What follows belongs to an exercise in optimizing a design on an open flow for small area; a production flow would make more cautious choices. Function was checked by simulation only, so behaviour that the tests miss may differ from the original. Power is estimated from default activity; no workload was simulated.

`flow/design.v`:
```
module GenericRegMux #(
    parameter integer WIDTH = 18,            
    parameter A0REG = 1,                     
    parameter RSTTYPE = "SYNC"               
)(
    input  wire                   CLK,
    input  wire                   RSTA,
    input  wire                   CEA,
    input  wire [WIDTH-1:0]       A,
    output wire [WIDTH-1:0]       A_reg0
);
reg [WIDTH-1:0] A0_reg;
generate
    if (A0REG) begin : GEN_REGISTER
        if (RSTTYPE == "SYNC") begin : SYNC_RST
            always @(posedge CLK) begin
                if (RSTA)
                    A0_reg <= {WIDTH{1'b0}};
                else if (CEA)
                    A0_reg <= A;
            end
        end else begin : ASYNC_RST
            always @(posedge CLK or posedge RSTA) begin
                if (RSTA)
                    A0_reg <= {WIDTH{1'b0}};
                else if (CEA)
                    A0_reg <= A;
            end
        end
        assign A_reg0 = A0_reg;
    end else begin : GEN_WIRE
        assign A_reg0 = A;
    end
endgenerate
endmodule
module DSP48A1_wrapper #(
    parameter A0REG = 0,  
    parameter A1REG = 1,
    parameter B0REG = 0,
    parameter B1REG = 1,
    parameter DREG  = 1,
    parameter MREG  = 1,
    parameter PREG  = 1,
    parameter CREG  = 1,
    parameter CARRYINREG = 1,
    parameter CARRYOUTREG = 1,
    parameter OPMODEREG = 1 ,
    parameter CARRYINSEL = "OPMODE5",  
    parameter B_INPUT = "DIRECT",     
    parameter RSTTYPE = "SYNC"        
)(
    input  wire [17:0] A,
    input  wire [17:0] B,
    input  wire [17:0] D,
    input  wire [47:0] C,
    input  wire        CLK,
    input  wire        CARRYIN,
    input  wire  [7:0] OPMODE,
    input  wire  [17:0] BCIN,
    input  wire [47:0] PCIN,
    input wire CEA, CEB, CED, CEM, CEP, CEC  , CECARRYIN , CEOPMODE ,
    input wire RSTA, RSTB, RSTD, RSTM, RSTP , RSTC , RSTCARRYIN , RSTOPMODE,
    output wire [17:0] BCOUT,
    output wire [47:0] PCOUT,
    output wire [47:0] P,
    output wire [35:0] M,
    output wire        CARRYOUT ,
    output wire        CARRYOUTF 
);
    wire [17:0] A_reg0, A_reg1;
    wire [17:0] B_reg0, B_reg1;
    wire [17:0] B_i;
    wire [17:0] D_reg;
    wire [47:0] C_reg;
    wire [47:0] M_reg;
    wire [7:0]  opmode_reg;
    wire [17:0] pre_add ;
    wire [17:0] r1 ;
    wire [35:0] r2 ;
    wire [35:0] m ;  
    wire [47:0] cn ;  
    wire [47:0] s ;  
    wire ci ;  
    wire CIN ;  
    reg [47:0] x , z ;  
    wire [47:0] p ;  
    wire co ;  
    GenericRegMux #(  
                .WIDTH(18),
                .A0REG(A0REG),
                .RSTTYPE(RSTTYPE)
            ) a0 (
                .CLK(CLK),
                .RSTA(RSTA),
                .CEA(CEA),
                .A(A),
                .A_reg0(A_reg0)
            );
    generate
        if(B_INPUT=="DIRECT")
           assign  B_i = B ;
        else if(B_INPUT=="CASCADE")   
           assign  B_i = BCIN ;
        else
           assign B_i = 18'b0 ;
    endgenerate
    GenericRegMux #(  
                .WIDTH(18),
                .A0REG(B0REG),
                .RSTTYPE(RSTTYPE)
            ) b0 (
                .CLK(CLK),
                .RSTA(RSTB),
                .CEA(CEB),
                .A(B),
                .A_reg0(B_reg0)
            );
    GenericRegMux #(  
                .WIDTH(48),
                .A0REG(CREG),
                .RSTTYPE(RSTTYPE)
            ) c (
                .CLK(CLK),
                .RSTA(RSTC),
                .CEA(CEC),
                .A(C),
                .A_reg0(C_reg)
            );
    GenericRegMux #(  
                .WIDTH(18),
                .A0REG(DREG),
                .RSTTYPE(RSTTYPE)
            ) d (
                .CLK(CLK),
                .RSTA(RSTD),
                .CEA(CED),
                .A(D),
                .A_reg0(D_reg)
            );
    GenericRegMux #(  
                .WIDTH(8),
                .A0REG(OPMODEREG),
                .RSTTYPE(RSTTYPE)
            ) op (
                .CLK(CLK),
                .RSTA(RSTOPMODE),
                .CEA(CEOPMODE),
                .A(OPMODE),
                .A_reg0(opmode_reg)
            );
    assign pre_add = ((opmode_reg[6]) ? D_reg - B_reg0 : D_reg + B_reg0 ) ;
    assign r1 = ((opmode_reg[4]) ? pre_add : B_reg0 );
    GenericRegMux #(  
                .WIDTH(18),
                .A0REG(B1REG),
                .RSTTYPE(RSTTYPE)
            ) b1 (
                .CLK(CLK),
                .RSTA(RSTB),
                .CEA(CEB),
                .A(r1),
                .A_reg0(B_reg1)
            );
    GenericRegMux #(  
                .WIDTH(18),
                .A0REG(A1REG),
                .RSTTYPE(RSTTYPE)
            ) a1 (
                .CLK(CLK),
                .RSTA(RSTA),
                .CEA(CEA),
                .A(A_reg0),
                .A_reg0(A_reg1)
            );
    assign r2 = A_reg1 * B_reg1 ;
    assign cn = {D_reg[11:0] , A_reg1 , B_reg1 };
    assign BCOUT = B_reg1 ;
     GenericRegMux #(  
                .WIDTH(36),
                .A0REG(MREG),
                .RSTTYPE(RSTTYPE)
            ) Mreg (
                .CLK(CLK),
                .RSTA(RSTM),
                .CEA(CEM),
                .A(r2),
                .A_reg0(m)
            );
    assign s = { 12'b0, m };
    assign M = m ;
    generate
        if(CARRYINSEL=="OPMODE5")
           assign  ci = opmode_reg[5] ;
        else if(B_INPUT=="CARRYIN")   
           assign  ci = CARRYIN ;
        else
           assign ci = 1'b0 ;
    endgenerate
    GenericRegMux #(  
                .WIDTH(1),
                .A0REG(CARRYINREG),
                .RSTTYPE(RSTTYPE)
            ) Cin_reg (
                .CLK(CLK),
                .RSTA(RSTCARRYIN),
                .CEA(CECARRYIN),
                .A(ci),
                .A_reg0(CIN)
            );
    always @(*) begin
        case(opmode_reg[1:0])
        2'b00 : x = 48'b0 ;
        2'b01 : x = s ;
        2'b10 : x = P ;
        2'b11 : x = cn ;
        default : x = 48'b0;
        endcase
    end
    always @(*) begin
        case(opmode_reg[3:2])
        2'b00 : z = 48'b0 ;
        2'b01 : z = PCIN ;
        2'b10 : z = P ;
        2'b11 : z = C_reg ;
        default : z = 48'b0;
        endcase
    end
    assign {co , p} = ((opmode_reg[7]) ? (z - (x+CIN)) : (z + x + CIN)); 
    GenericRegMux #(  
                .WIDTH(48),
                .A0REG(PREG),
                .RSTTYPE(RSTTYPE)
            ) Preg (
                .CLK(CLK),
                .RSTA(RSTP),
                .CEA(CEP),
                .A(p),
                .A_reg0(P)
            );
    assign PCOUT = P ;
    GenericRegMux #(  
                .WIDTH(1),
                .A0REG(CARRYOUTREG),
                .RSTTYPE(RSTTYPE)
            ) Cout_reg (
                .CLK(CLK),
                .RSTA(RSTCARRYIN),
                .CEA(CECARRYIN),
                .A(co),
                .A_reg0(CARRYOUT)
            );
    assign CARRYOUTF = CARRYOUT ;
endmodule
```
`flow/run.sh`:
```
#!/bin/bash
# synth_recipe.tcl (not shown) runs the flow's synth.tcl, then flattens the netlist and writes it again
# the make line also repeats each setting of config.mk as NAME=value (left out here)
make -C /OpenROAD-flow-scripts/flow DESIGN_CONFIG=/design/flow/config.mk WORK_HOME=/design/flow/orfs CLKGATE_MAP_FILE= SYNTH_SCRIPT=/design/flow/synth_recipe.tcl finish
```
`flow/config.mk`:
```
export PLATFORM = sky130hd
export DESIGN_NAME = DSP48A1_wrapper
export DESIGN_NICKNAME = DSP48A1_wrapper
export VERILOG_FILES = /design/flow/design.v
export SDC_FILE = /design/flow/constraint.sdc
export NUM_CORES = 4
export LEC_CHECK = 0
export CAP_MARGIN = 20
export CORE_MARGIN = 2
export CORE_UTILIZATION = 40
export SLEW_MARGIN = 20
```
`flow/constraint.sdc`:
```
create_clock -name core_clock -period 7.0 [get_ports {CLK}]
set_input_delay 1.4000 -clock core_clock [delete_from_list [all_inputs] [get_ports {CLK}]]
set_output_delay 1.4000 -clock core_clock [all_outputs]
set_load 0.01 [all_outputs]
```
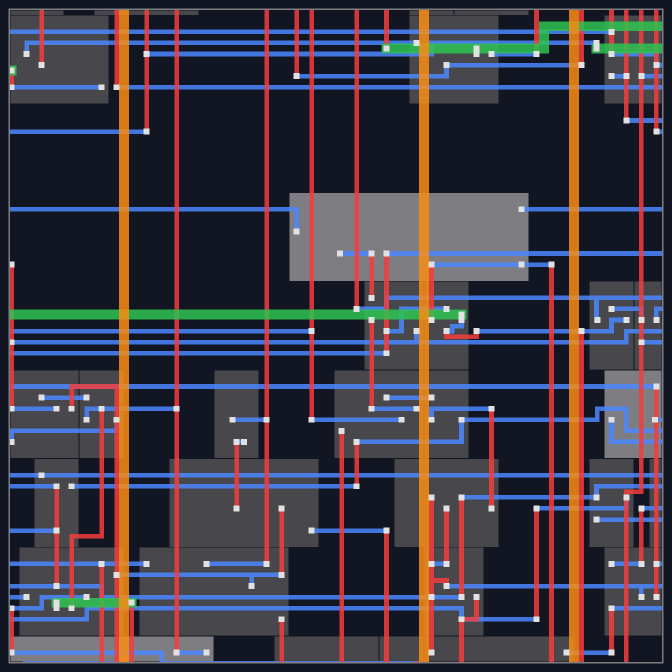
**Above:** a small window of the routed layout.
Window x 123 to 143, y 176 to 196 um. Cells in grey, sequential cells in the stronger grey; small squares are vias.
layer	colour
metal 3	green
metal 2	red
metal 1	blue
metal 4	orange
netlist names of flops here include	`Preg.A0_reg` (1)
cells with their middle in the window	20
most frequent	nor2_1 (5), a21oi_1 (3)
sequential cells in the window	1

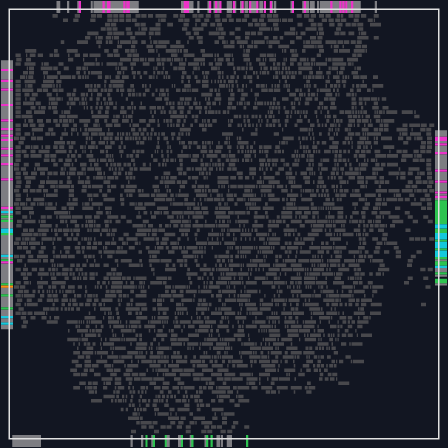
**Above:** pin map.
Pins as bars across the die edge, other pins in grey.
port	colour	pins	direction	edge
`BCOUT`	cyan	18	output	12 right, 6 left
`M`	green	36	output	21 right, 8 bottom, 7 left
`CEB`	orange	1	input	left
`PCOUT`	magenta	48	output	26 top, 14 left, 8 right
all pins by edge	123 left, 111 top, 70 right, 42 bottom

==> metrics list <==
* Status: finished clean
- After synthesis, the cell types taking the most area are sky130_fd_sc_hd__fa_1 19%, sky130_fd_sc_hd__dfxtp_1 14%, sky130_fd_sc_hd__ha_1 12%.
- Share of cell area taken by flip-flops and latches: 0.124
- Minimum clock period after layout: 6.60 ns
- Number of enable flip-flop cells after synthesis: 0
- Die Width: 266 um
- Share of the synthesized area in the top cell type: 0.190
* CTS H-tree lvls: 4
- Aggregate routed wire length: 89.9 mm
- Static leakage power: 14.9 nW
- STA classifies the critical path endpoint as a flip-flop.
- The layout contains a multi-input combinational cell count of 2,467.
* Sequential-cell power consumption: 1.40 mW
- The commonest cells after synthesis are 422 x sky130_fd_sc_hd__inv_1, 301 x sky130_fd_sc_hd__nor2_1, 290 x sky130_fd_sc_hd__nand2_1.
- Net Sw Power: 2.24 mW
- Most heavily used metal layer in global routing: met2
- Summing internal, switching and leakage power gives 5.11 mW.
- 346 I/O pins were placed.
- Power per cell area: 161 mW/mm^2
* Power dissipated in combinational cells: 2.66 mW
* Total area of multi-input combinational cells: 0.0209 sq mm
- Fraction of power consumed by combinational cells: 0.521
* Path type of the worst setup path: flip-flop to flip-flop
- Number of antenna violations at the first check in global routing: 4
* Synth Area per Inst: 8.24 sq um
* Deepest clock path buffer count: 2
- Count of final hold-check violations: 0
* Placer congestion estimate: 0.928
* Setup repair after global routing missed its margin: false
- # hold bufs at CTS: 0
- Entering global routing, the biggest net connects 59 pins.
- Leaving out fill and tap cells, the most frequent cells in the layout are 422 x sky130_fd_sc_hd__inv_1, 321 x sky130_fd_sc_hd__clkdlybuf4s50_1, 301 x sky130_fd_sc_hd__nor2_1, 290 x sky130_fd_sc_hd__nand2_1, 267 x sky130_fd_sc_hd__ha_1.
* Period Utilization, post-route: 0.943
- Summing every instance area after synthesis gives 0.0275 sq mm.
- Post-route setup TNS: 0 ns
* Portion of total power attributed to the clock network: 0.207
- Yosys mapped the design onto 76 distinct sky130hd cell types.
* Switching share of total power: 0.438
- Initial DRC Count: 1,759
* Top cell family by delay on the critical path: adder cells
- The worst hold path begins at c.A0_reg[9].
- The die is 266 um tall.
- The total area inside the core boundary comes to 0.0683 sq mm.
- Dividing the detail-routed via count by the number of cells gives 5.41.
- The most critical setup path has its startpoint at b1.A0_reg[12].
- Met2 Wirelength: 37.8 mm
- In this run the worst path has a maximum fanout of 8.
* Final non-filler cell total: 4,399
- Detail Placement HPWL: 71.6 mm
- The design received a total of 882 well taps at floorplan.
- Warnings, synthesis: 6
- Counting the fill cells in the layout gives 6,739.
- Sequential fraction of the synthesis area: 0.143
- The critical path goes through buf_4, and2_1, fa_1, inv_1, fa_1, inv_1, fa_1, fa_1, fa_1, inv_1, fa_1, inv_1, ha_1, a21oi_1, o21bai_1, a21o_1, a21o_1, a211o_1, o31ai_1, nand2b_1, a311oi_1, xnor2_1, mux2i_1, nor2_1.
* Met3 WL: 6.03 mm
- Final setup viols: 0
- Initial DRT Pass Iterations: 6
* Worst-case clock skew: 0.0159 ns
- Measured against its own limit, the worst slew margin works out to 0.261.
- In the global route stage, met3 resource usage came out at 0.0530.
* Final-report max-slew violation count: 0
- XOR/XNOR share of the synthesized area: 0.0443
- Group drawing the most power: combinational cells
* Clock Power: 1.06 mW
- Uppermost layer routed: met4
* Dominant register cell in the synthesized netlist: sky130_fd_sc_hd__dfxtp_1
- Timing would allow up to 0.151 GHz.
- DRC errors left: 0
- Overall track demand over capacity in global routing: 0.253
* Metal1 wirelength: 42.5 mm
- Commonest non-fill, non-tap cell in the layout: sky130_fd_sc_hd__inv_1
* Number of logic stages on the critical path including buffering: 24
* Slew @ Worst Pin: 1.11 ns
- WP buf/inv: 5
* Net Count, Synth: 4,058
- Adder-cell area share of the yosys netlist: 0.312
* Die area: 0.0708 sq mm
- Summed over all layers, the global routing overflow is 0.
- In the final layout, flip-flops and latches occupy 0.00394 sq mm.
* CTS tree: yes
- Routed WL per cell: 20.4 um
* Number of sinks handled by clock tree synthesis: 196
- Data required time of the critical path: 7.40 ns
- In the final design, more cell area goes to multi-input gates than to any other class.
- Sequential cells placed in the final layout were counted as 196.
- Share of synthesized flip-flops with an asynchronous set or reset: 0
- The net count of the finished layout is 4,224.
- Final core occ: 0.466
* Fraction of layout cells with a size suffix above 1: 0.0660
* Post-Syn Instances: 3,336
- Routed Antenna Nets: 0
- The initialized floorplan defines 96 standard-cell rows.
* Synth-to-Final Area Change: 15.8%
- Largest area contributor in the netlist: sky130_fd_sc_hd__fa_1
* Max rail drop VDD: 0.000165 V
- Counting instances, the worst hold path has a depth of 2.
- Simple-gate area share of the yosys netlist: 0.157
* Non-clock buffer area fraction after layout: 0.118
- Sequential fraction of design power: 0.273
- Wire length of the first global-routing pass: 137 mm
- After layout, the buffer instance count without clock buffers stands at 396.
* Kind of path behind the tightest hold check: flip-flop to flip-flop
- Cell chosen for the clock root: sky130_fd_sc_hd__clkbuf_16
- Clock tree buffer count of the final layout: 20
- The synthesized design contains 196 register bits.
- Kind of start point of the critical path: flip-flop
* Fraction of the mapped netlist area in compound gates: 0.155
- Cell with the largest stage delay on the worst path: sky130_fd_sc_hd__fa_1
- Skew-Pair Late Insertion Delay: 0.53 ns
- For this configuration, the core starts out at a cell density of 0.402.
* Number of cells on the worst reg-to-reg path: 24
- The via count of the first global-routing pass was 22.9k.
- Across the run, the number of max-cap violations was 0.
- In this run, CTS created clock tree buffers numbering 17.
- Most frequent cell after synthesis: sky130_fd_sc_hd__inv_1
- Met2 Use GR: 0.371
- Dominant combinational cell family by area after synthesis: adder cells
* Number of vias in the routed layout: 23.8k
- Count of buffers inserted at the top-level ports: 326
- Non-clock inverters in the final layout number 424.
* Worst path arrival time: 7.01 ns
- Met1 usage in global routing: 0.360
* Internal Dissipation: 2.87 mW
- Largest stage delay on the critical path: 0.53 ns
* Mux cell area share after synthesis: 0.0898
- Counting stages on the worst path, the most repeated cell is sky130_fd_sc_hd__fa_1.
- Of the total standard cell area in the layout, the multi-input combinational portion is 0.655.
- Area fraction of clock buffers and clock inverters: 0.0175
* Post-Place Cells: 4,365
* Count of inserted antenna diode cells: 2
* Critical R2R Launch: b1.A0_reg[12]
- CTS clock-pin slew for the worst setup and hold paths: 0.09 ns
==> worst paths after layout <==
check	endpoint	slack [ns]
worst max-delay path	Mreg.A0_reg[34]	0.40
worst min-delay path	c.A0_reg[9]	0.50
worst max register to register	Mreg.A0_reg[34]	0.40
worst min register to register	c.A0_reg[9]	0.50
==> worst min-delay path, stage by stage, from the launching register on <==
cell and delay [ns]:
sky130_fd_sc_hd__dfxtp_1 0.33, sky130_fd_sc_hd__mux2i_1 0.06, sky130_fd_sc_hd__nor2_1 0.08
==> through the flow <==
stage	worst slack, ns	hold WS [ns]	cell area [sq um]
2_1_floorplan	0.719	0.454	27500
3_3_place_gp	0.243	0.467	31200
3_5_place_dp	0.221	0.476	31200
4_1_cts	0.196	0.500	31800
5_1_grt	0.00212	0.519	31800
6_report	0.397	0.496	31800
==> what timing repair did <==
action                                  CTS  global route
endpoints found under the setup margin    0             4
setup buffers                             0             0
resized for setup                         0            10

[separate check: timing with driven ports]
How much do the figures lean on ideal ports? The routed layout below was timed once more, with nothing changed but the port constraints.
Step 1: set_driving_cell puts a clkbuf_16 on CLK and a buf_2 on each other input, an assumption about the parent block.
Step 2 times the ports against the registers' clock, not the clock port: input delays grow and output delays shrink by t, the midpoint of the rising clock arrivals with the driver on.
a / b / c = no drivers / after step 1 / after step 2; a / b = the first two.
t, ns: 0.587
setup WS [ns]: 0.397 / 0.397 / 0.397
worst setup path after step 2: register to register
latest minus earliest clock arrival (ns): 0.017 / 0.017
slew at the worst register clock pin (ns): 0.09 / 0.09
After both steps setup and hold are still met in this run. The setup slack of this run moves by 0.000 ns with the drivers and by 0.000 ns with both steps.
